Source: an optimization exercise on an open RTL-to-GDS flow (aim: small area, a short achievable clock period and few clock cycles). Production flows keep margins and buffers that such runs may drop. RTL that was checked went through simulation tests only; none was proved equivalent to the original. Some runs may be left out. An edit can pass the tests and still lose a function that they never use. No functional check of the RTL was part of run 2.

--- design.v ---
module LASER (
    input            CLK,
    input            RST,
    input      [3:0] X,
    input      [3:0] Y,
    output reg [3:0] C1X,
    output reg [3:0] C1Y,
    output reg [3:0] C2X,
    output reg [3:0] C2Y,
    output           DONE
);
    parameter READ      = 3'd0;    
    parameter CIRCLE1   = 3'd1;    
    parameter ASSIGN1   = 3'd2;    
    parameter CIRCLE2   = 3'd3;    
    parameter ASSIGN2   = 3'd4;    
    parameter FINISH    = 3'd5;    
    wire signed [8:0] distance_temp_1;  
    wire signed [8:0] distance_temp_2;  
    wire signed [8:0] distance1_1;      
    wire signed [8:0] distance2_1;      
    wire signed [8:0] distance1_2;      
    wire signed [8:0] distance2_2;      
    reg  [2:0] cur_state;
    reg  [2:0] nxt_state;
    reg  [3:0] temp_X;
    reg  [3:0] temp_Y;
    reg  [9:0] prev_max_points;   
    reg  [9:0] prev_max_points1;  
    reg  [9:0] prev_max_points2;  
    reg  [9:0] count_points;      
    reg  [9:0] count_points1;     
    reg  [9:0] count_points2;     
    reg  [9:0] max_points;        
    reg  [3:0] store_X [39:0];    
    reg  [3:0] store_Y [39:0];    
    reg  [5:0] counter_rd;        
    reg  [2:0] counter;
    always @(*) begin
        case (cur_state)
            READ: begin
                if(counter_rd == 6'd39)
                    nxt_state = CIRCLE1;
                else
                    nxt_state = READ;
            end
            CIRCLE1: begin
                if(temp_X == 4'd15 && temp_Y == 4'd15 && counter_rd == 6'd40)
                    nxt_state = ASSIGN1;
                else
                    nxt_state = CIRCLE1;
            end
            ASSIGN1:
                if(counter_rd == 6'd1) begin
                    if(DONE)
                    nxt_state = READ;
                    else
                        nxt_state = CIRCLE2;
                end
                else
                    nxt_state = ASSIGN1;
            CIRCLE2: begin
                if(temp_X == 4'd15 && temp_Y == 4'd15 && counter_rd == 6'd40)
                    nxt_state = ASSIGN2;
                else
                    nxt_state = CIRCLE2;
            end
            ASSIGN2:
                if(counter_rd == 6'd1) begin
                    if(DONE)
                    nxt_state = READ;
                    else
                        nxt_state = CIRCLE1;
                end
                else
                    nxt_state = ASSIGN2;
            default: 
                nxt_state = READ;
        endcase
    end
    always @(posedge CLK) begin
        if(RST)
            cur_state <= READ;
        else
            cur_state <= nxt_state;
    end
    always @(posedge CLK) begin
        if(RST)
            counter_rd <= 6'd0;
        else if(cur_state == ASSIGN1 || cur_state == ASSIGN2) begin
            if(counter_rd == 6'd1)
                counter_rd <= 6'd0;
            else
                counter_rd <= counter_rd + 6'd1;
        end
        else if(cur_state == READ) begin
            if(counter_rd == 6'd39)
                counter_rd <= 6'd0;
            else if(~DONE)
                counter_rd <= counter_rd + 6'd1;
        end
        else begin
            if(counter_rd == 6'd40)
                counter_rd <= 6'd0;
            else if(~DONE)
                counter_rd <= counter_rd + 6'd2;
        end
    end
    integer idx;
    always @(posedge CLK) begin
        if(RST) begin
            for(idx=0; idx<40; idx=idx+1)
                store_X[idx] <= 4'd0;
        end
        else if(cur_state == READ)
            store_X[counter_rd] <= X;
    end
    always @(posedge CLK) begin
        if(RST) begin
            for(idx=0; idx<40; idx=idx+1)
                store_Y[idx] <= 4'd0;
        end
        else if(cur_state == READ)
            store_Y[counter_rd] <= Y;
    end
    always @(posedge CLK) begin
        if(RST) begin
            temp_X <= 4'd0;
            temp_Y <= 4'd0;
        end
        else if(cur_state == CIRCLE1 || cur_state == CIRCLE2) begin
            if(counter_rd == 6'd40) begin
                if(temp_X == 4'd15) begin
                    temp_X <= 4'd0;
                    temp_Y <= temp_Y + 4'd1;
                end
                else
                    temp_X <= temp_X + 4'd1;
            end
            else begin
                temp_X <= temp_X;
                temp_Y <= temp_Y; 
            end
        end
        else if(cur_state == ASSIGN1 || cur_state == ASSIGN2) begin
            temp_X <= 4'd0;
            temp_Y <= 4'd0;
        end
        else if(DONE) begin
            temp_X <= 4'd0;
            temp_Y <= 4'd0;
        end   
    end
    always @(posedge CLK) begin
        if(RST) begin
            C1X <= 4'd0;
            C1Y <= 4'd0;
        end
        else if(cur_state == CIRCLE1) begin
            if(count_points >= max_points) begin
                C1X <= temp_X;
                C1Y <= temp_Y;
            end
        end
        else if(cur_state == READ) begin
            C1X <= 4'd0;
            C1Y <= 4'd0;
        end
    end
    always @(posedge CLK) begin
        if(RST) begin
            C2X <= 4'd0;
            C2Y <= 4'd0;
        end
        else if(cur_state == CIRCLE2) begin
            if(count_points >= max_points) begin
                C2X <= temp_X;
                C2Y <= temp_Y;
            end
        end
        else if(cur_state == READ) begin
            C2X <= 4'd0;
            C2Y <= 4'd0;
        end
    end
    always @(posedge CLK) begin
        if(RST)
            prev_max_points <= 10'd0;
        else if((cur_state == ASSIGN1 || cur_state == ASSIGN2) && counter_rd == 6'd0)
            prev_max_points <= max_points;
        else if(cur_state == READ)
            prev_max_points <= 10'd0;
    end
    assign distance_temp_1 = (temp_X-store_X[counter_rd])*(temp_X-store_X[counter_rd]) + (temp_Y-store_Y[counter_rd])*(temp_Y-store_Y[counter_rd]);
    assign distance_temp_2 = (temp_X-store_X[counter_rd + 6'd1])*(temp_X-store_X[counter_rd + 6'd1]) + (temp_Y-store_Y[counter_rd + 6'd1])*(temp_Y-store_Y[counter_rd + 6'd1]);
    assign distance1_1 = (C1X-store_X[counter_rd])*(C1X-store_X[counter_rd]) + (C1Y-store_Y[counter_rd])*(C1Y-store_Y[counter_rd]);
    assign distance2_1 = (C2X-store_X[counter_rd])*(C2X-store_X[counter_rd]) + (C2Y-store_Y[counter_rd])*(C2Y-store_Y[counter_rd]);
    assign distance1_2 = (C1X-store_X[counter_rd + 6'd1])*(C1X-store_X[counter_rd + 6'd1]) + (C1Y-store_Y[counter_rd + 6'd1])*(C1Y-store_Y[counter_rd + 6'd1]);
    assign distance2_2 = (C2X-store_X[counter_rd + 6'd1])*(C2X-store_X[counter_rd + 6'd1]) + (C2Y-store_Y[counter_rd + 6'd1])*(C2Y-store_Y[counter_rd + 6'd1]);
    always @(posedge CLK) begin
        if(RST)
            count_points <= 10'd0;
        else if(cur_state == CIRCLE1) begin
            if(counter_rd == 6'd40)
                count_points <= 10'd0;
            else if((distance_temp_1 <= 9'd16 && distance2_2 <= 9'd16) || (distance_temp_2 <= 9'd16 && distance2_1 <= 9'd16) ||
                    (distance_temp_1 <= 9'd16 && distance_temp_2 <= 9'd16) || (distance2_1 <= 9'd16 && distance2_2 <= 9'd16))
                count_points <= count_points + 10'd2;
            else if(distance_temp_1 > 9'd16 && distance_temp_2 > 9'd16 && distance2_1 > 9'd16 && distance2_2 > 9'd16)
                count_points <= count_points;
            else
                count_points <= count_points + 10'd1;
        end
        else if(cur_state == CIRCLE2) begin
            if(counter_rd == 6'd40)
                count_points <= 10'd0;
            else if((distance_temp_1 <= 9'd16 && distance1_2 <= 9'd16) || (distance_temp_2 <= 9'd16 && distance1_1 <= 9'd16) ||
                    (distance_temp_1 <= 9'd16 && distance_temp_2 <= 9'd16) || (distance1_1 <= 9'd16 && distance1_2 <= 9'd16))
                count_points <= count_points + 10'd2;
            else if(distance_temp_1 > 9'd16 && distance_temp_2 > 9'd16 && distance1_1 > 9'd16 && distance1_2 > 9'd16)
                count_points <= count_points;
            else
                count_points <= count_points + 10'd1;
        end
        else
            count_points <= 10'd0;                            
    end
    always @(posedge CLK) begin
        if(RST)
            max_points <= 10'd0;
        else if(DONE)
            max_points <= 10'd0;
        else begin
            if(count_points > max_points)
                max_points <= count_points;
        end
    end
    always @(posedge CLK) begin
        if(RST)
            counter <= 3'd0;
        else if((cur_state == ASSIGN1 || cur_state == ASSIGN2) && counter_rd == 6'd0) begin
            if(max_points == prev_max_points)
                counter <= counter + 3'd1;
            else
                counter <= 3'd0;
        end
        else if(cur_state == READ)
            counter <= 3'd0;
    end
    assign DONE = (counter == 3'd3)? 1'd1 : 1'd0;
endmodule
--- run.sh ---
#!/bin/bash
# synth_recipe.tcl (not shown) runs the flow's synth.tcl, then flattens the netlist and writes it again
# the make line also repeats each setting of config.mk as NAME=value (left out here)
make -C /OpenROAD-flow-scripts/flow DESIGN_CONFIG=/design/flow/config.mk WORK_HOME=/design/flow/orfs CLKGATE_MAP_FILE= SYNTH_SCRIPT=/design/flow/synth_recipe.tcl finish
--- config.mk ---
export PLATFORM = sky130hd
export DESIGN_NAME = LASER
export DESIGN_NICKNAME = LASER
export VERILOG_FILES = /design/flow/design.v
export SDC_FILE = /design/flow/constraint.sdc
export NUM_CORES = 4
export LEC_CHECK = 0
export CAP_MARGIN = 20
export CORE_MARGIN = 2
export CORE_UTILIZATION = 40
export SLEW_MARGIN = 20
--- constraint.sdc ---
create_clock -name core_clock -period 11.0 [get_ports {CLK}]
set_input_delay 2.2000 -clock core_clock [delete_from_list [all_inputs] [get_ports {CLK}]]
set_output_delay 2.2000 -clock core_clock [all_outputs]
set_load 0.01 [all_outputs]
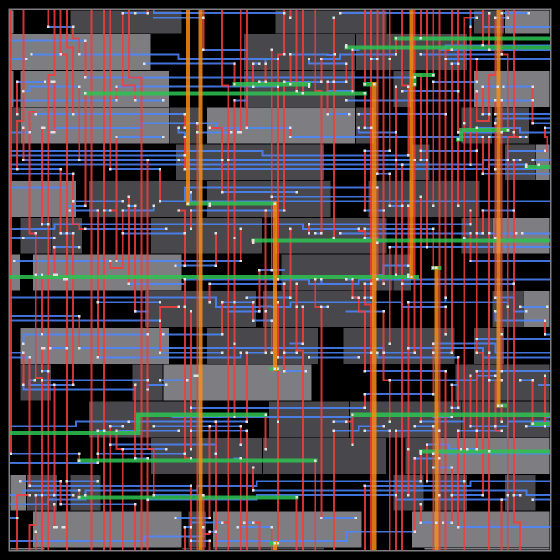
(run_1/detail.png)
Window x 140 to 180, y 76 to 116 um. Cells in grey, sequential cells in the stronger grey; small squares are vias.
legend:
  green:
    layer: metal 3
  orange:
    layer: metal 4
  blue:
    layer: metal 1
  red:
    layer: metal 2
most frequent: mux4_2 (19), and2_1 (14), edfxtp_1 (12)
cells with their middle in the window: 58
sequential cells in the window: 12
netlist names of flops here include: store_X (6), store_Y (6)

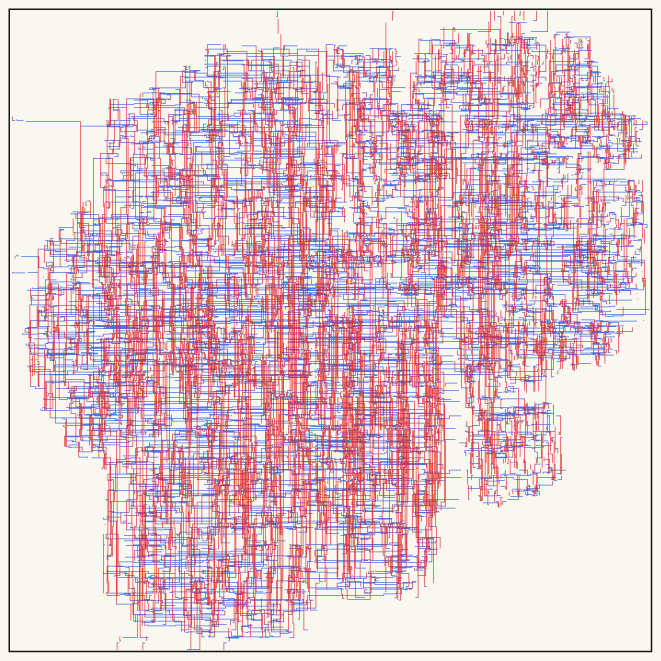
(run_1/wires.png)
Drawn at 2 px/um. Only two layers are drawn.
legend:
  blue:
    layer: metal 1
    wire_length: 43.8 mm
  red:
    layer: metal 2
    wire_length: 51.8 mm
Tot GR Track Use: 0.208
drt wl/cell: 24.3 um
Routed WL: 105 mm

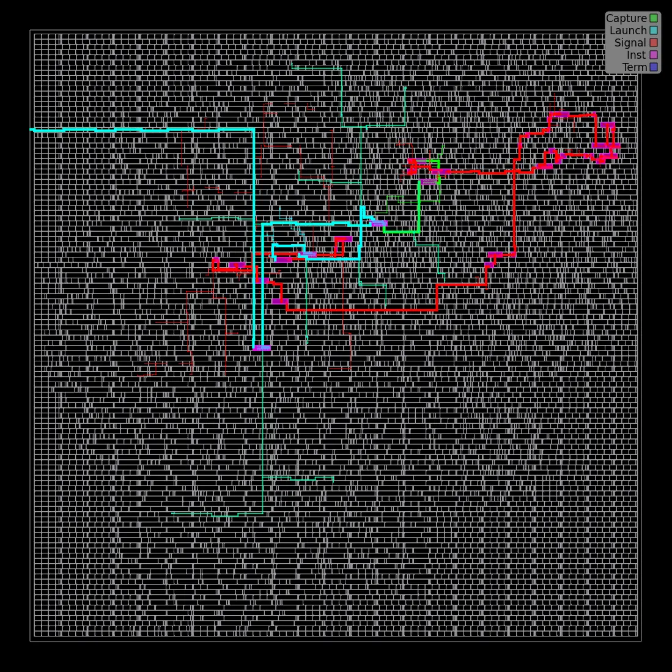
(run_1/worst_path.png)
Layout Utilization: 0.440
fin crit period: 10.24 ns

==> impl_metrics.json, run 1 <==
{
  "status": "no timing/DRC/antenna violations",
  "ctsResizeCount": 0,
  "yosysWarnings": 1,
  "slew_viol_final": 0,
  "worstHoldEndpoint": "prev_max_points[8]",
  "placed_area_mm2": 0.0419,
  "synth-xor-area-share": 0.0313,
  "cts_buffers": 59,
  "synth_top_area_share": 0.384,
  "syn_nets": 3378,
  "die-area_mm2": 0.103,
  "crit_type": "reg2reg",
  "tns_ns": 0,
  "yosys.area_share.simple": 0.117,
  "clk-insertion-delay-late_ns": 0.64,
  "postSynthAreaPerCell_um2": 13.4,
  "cts_sinks": 584,
  "reg2reg_slack_ns": 0.76,
  "cts_setup_buffers": 0,
  "place_inst": 4211,
  "relSlewSlack": 0.247,
  "finalCritPeriodShare": 0.931,
  "drtIter0Drc": 2207,
  "crit_arrival_ns": 10.73,
  "tritoncts": "yes",
  "path_max_fanout": 20,
  "synth.distinct_cells": 79,
  "r2r_cells": 34,
  "regToRegEndpoint": "count_points[4]",
  "synthFlopType": "edfxtp_1",
  "synth_top_area_cell": "edfxtp_1",
  "synth_common_cells": "edfxtp_1 (512), and2_1 (338), mux4_2 (336)",
  "cp-end-kind": "register",
  "antenna_cells": 0,
  "fmax_mhz": 97.6,
  "grt_overflow": 0,
  "rsz0062_at_grt": "no",
  "top_regs": "store_X x256, store_Y x256",
  "r2r_start": "counter_rd[0]"
}
Testbench counts for the RTL of run 1, summed over its fixed seeds: cycles 1,771,978.
==> run 1: area by class of cell <==
| type | count | area [um^2] | area share |
|---|---|---|---|
| tap | 1298 | 1620 | 0.0370 |
| multi-input combinational | 1938 | 21500 | 0.491 |
| clock inverter | 39 | 449 | 0.0102 |
| clock buffer | 73 | 1550 | 0.0353 |
| timing repair buffer | 76 | 731 | 0.0166 |
| sequential | 584 | 16800 | 0.383 |
| inverter | 316 | 1190 | 0.0270 |
==> run 1: metal layers <==
layer / wire [um] / vias up
met1: 43800 / 12797
met5: 12 / -
met2: 51800 / 770
met4: 3380 / 2
li1: - / 10801
met3: 5960 / 161
==> run 1: worst max-delay path: cells and delay by family (launching register included) <==
family,cells,cell delay [ns]
adder cells (fa/ha/maj),9,4.02
flip-flops,1,0.61
multiplexers,3,1.44
buffers and inverters,8,0.98
AO/OA/AOI/OAI,9,1.90
AND/OR/NAND/NOR,5,1.10
==> run_1/power_grid.png <==
Drawn at 1.5 px/um. Pins as bars on the die edge.
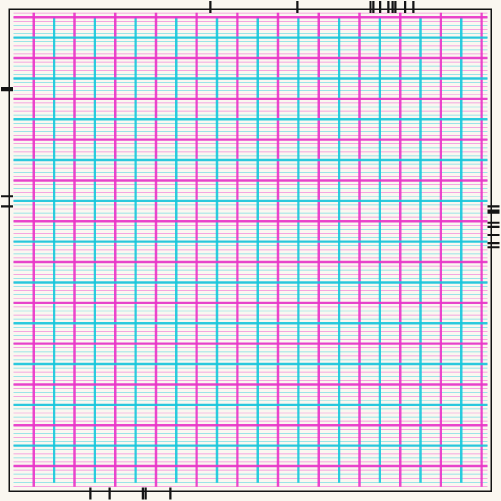

==> run 2: too many edits to list; what changed since run 1 <==
design.v: 251 -> 2026 lines; modules unchanged: 0
  LASER: edited, 251 -> 2026 lines
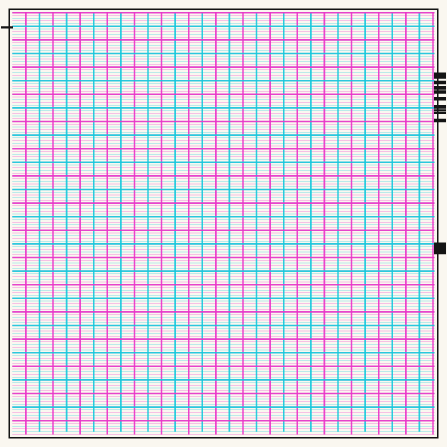
(run_2/power_grid.png)
Drawn at 1 px/um. Pins as bars on the die edge.
legend:
  cyan:
    net: VDD
  magenta:
    net: VSS
rows: 155
met5 straps: 31
met4 straps: 31
die width: 427 um
core area: 0.178 mm^2

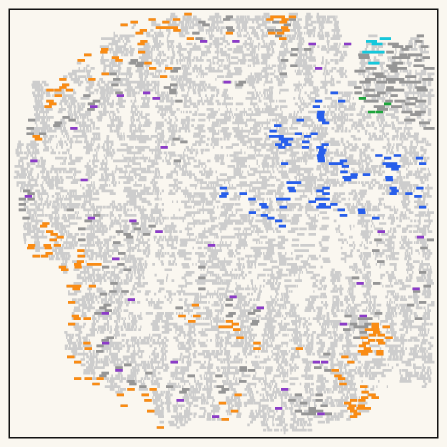
(run_2/flops_by_reg.png)
Drawn at 1 px/um.
legend:
  green:
    netlist_name: rx
    flops: 4
    where: north-east
  purple:
    netlist_name: tm
    flops: 40
    where: spread over the die
  blue:
    netlist_name: c1
    flops: 96
  orange:
    netlist_name: ty
    flops: 160
    where: spread over the die
  cyan:
    netlist_name: B
    flops: 6
    where: north-east
FF/Latch Area: 0.0111 mm^2
sequential cell area share: 0.144
Layout Utilization: 0.433

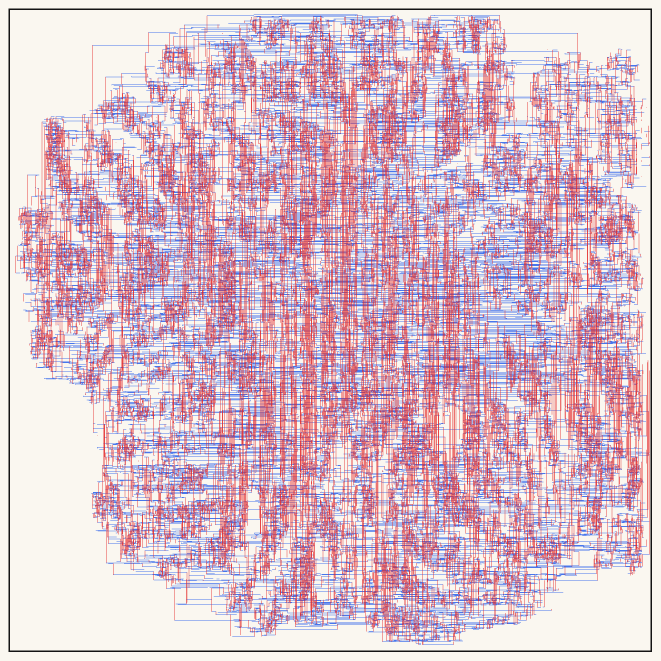
(run_2/wires.png)
Drawn at 1.5 px/um. Only two layers are drawn.
legend:
  blue:
    layer: metal 1
    wire_length: 117 mm
  red:
    layer: metal 2
    wire_length: 116 mm
Routed WL: 265 mm
drt wl/cell: 24.6 um
Tot GR Track Use: 0.287

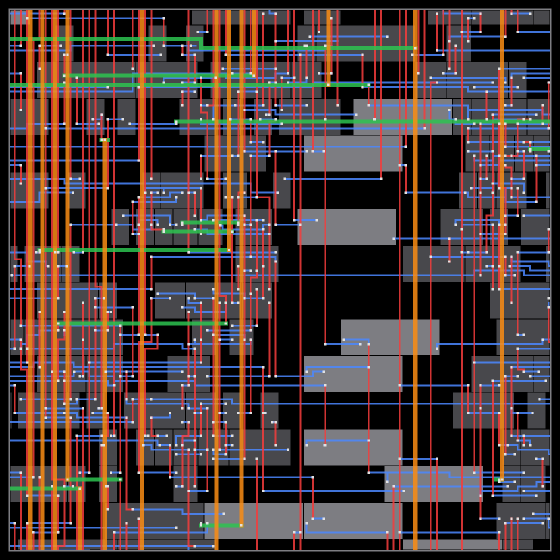
(run_2/detail.png)
Window x 194 to 234, y 108 to 148 um. Cells in grey, sequential cells in the stronger grey; small squares are vias.
legend:
  green:
    layer: metal 3
  orange:
    layer: metal 4
  blue:
    layer: metal 1
  red:
    layer: metal 2
most frequent: inv_1 (30), ha_1 (13), dfxtp_1 (9)
cells with their middle in the window: 101
netlist names of flops here include: tx (4), ty (4)
sequential cells in the window: 9

==> impl_metrics.json, run 2 <==
{
  "status": "no timing/DRC/antenna violations",
  "crit_family": "adder cells",
  "synthFlopType": "dfxtp_1",
  "wl_met3_mm": 17.7,
  "synth_common_cells": "inv_1 (1253), ha_1 (906), fa_1 (659)",
  "cp_common_cell": "fa_1",
  "tritoncts": "yes",
  "top_regs": "tx x160, ty x160, c1 x96",
  "cpPeakStageDelay_ns": 0.86,
  "crit_type": "reg2reg",
  "drt-pass1-iter-count": 6,
  "cts_setup_buffers": 0,
  "slew_viol_final": 0,
  "grt_busiest_layer": "met2",
  "cp-end-kind": "register",
  "worst-path-buf-inv": 3,
  "place_inst": 10609,
  "dr_wl_met2_mm": 116,
  "met1Wirelength_mm": 117,
  "relSlewSlack": 0.183,
  "syn_nets": 9935,
  "crit_arrival_ns": 10.68,
  "period_needed_ns": 10.00,
  "finalCritPeriodShare": 0.909,
  "tns_ns": 0,
  "cts_sinks": 532,
  "die-area_mm2": 0.182,
  "grtUsageMet3": 0.0431,
  "ctsResizeCount": 0,
  "fmax_mhz": 100,
  "placed_area_mm2": 0.0745,
  "setup_viol": 0,
  "synth_top_area_cell": "fa_1",
  "rsz0062_at_grt": "no",
  "io_pins": 27,
  "multi_input_area_mm2": 0.0551,
  "yosysWarnings": 2,
  "post-synth-top-count-cell": "inv_1",
  "synth_top_area_share": 0.184,
  "synth.distinct_cells": 117,
  "path_max_fanout": 16,
  "routed.top_layer": "met5",
  "postSynthAreaPerCell_um2": 8.56,
  "ys_seq_area_frac": 0.155,
  "grt_overflow": 0,
  "clk-insertion-delay-late_ns": 0.75,
  "cts-hold-fix-buffers": 0,
  "io_buffers": 26,
  "drtIter0Drc": 5947,
  "synth.cell_area_mm2": 0.0716,
  "cts_buffers": 73
}
-- run 2: cell count changes in the layout (fill, tap and decap cells not counted), sizes merged, moves of 336 or more --
cell	previous run	this run
a21oi	74	488
dfxtp	72	487
edfxtp	512	45
fa	200	659
ha	189	906
inv	318	1261
mux4	336	0
nand2	113	488
o21ai	21	371
-- run 2: final cells by class --
class / count / share of cell area
sequential: 532 / 0.144
timing repair buffer: 73 / 0.00818
inverter: 1255 / 0.0611
antenna: 7 / 0.000227
multi-input combinational: 6395 / 0.715
clock buffer: 94 / 0.0267
tap: 2355 / 0.0382
clock inverter: 38 / 0.00690
-- run 2: logic make-up after synthesis --
kind of cell | share of synthesized area
AND/OR/NAND/NOR | 0.162
AO/OA/AOI/OAI | 0.214
multiplexers | 0.00863
flip-flops | 0.155
XOR/XNOR | 0.0398
adder cells (fa/ha/maj) | 0.344
buffers and inverters | 0.0760
-- run 2: path summary, 6_finish.rpt --
check | start | end | slack (ns) | cells past startpoint
max | row[0] | c1[14][4] | 1.0 | 26
min | y1[2] | ry[2] | 0.33 | 0
max reg2reg | row[0] | c1[14][4] | 1.0 | 26
min reg2reg | y1[2] | ry[2] | 0.33 | 0

==> separate check: timing with driven ports <==
The flow's constraints put no driver on any port. The routed layouts listed below were extracted and timed again, unchanged, in two steps.
Step 1 sets driving cells, clkbuf_16 on the clock port and buf_2 on the other inputs (assumed; they add their load-dependent delay and slew).
Step 2, shift: input delay + t, output delay - t, t = (earliest + latest rising clock arrival at the registers) / 2. This alone moves slack from input paths to output paths.
a / b / c = ideal ports / drivers / drivers and shift; a / b = the first two.
run | t, ns | slack for setup (ns) | worst register clock-pin slew, ns
run 1 | 0.687 | 0.756 / 0.756 / 0.756 | 0.07 / 0.07
run 2 | 0.815 | 0.999 / 0.999 / 0.999 | 0.07 / 0.07
After both steps every run listed still meets setup and hold.
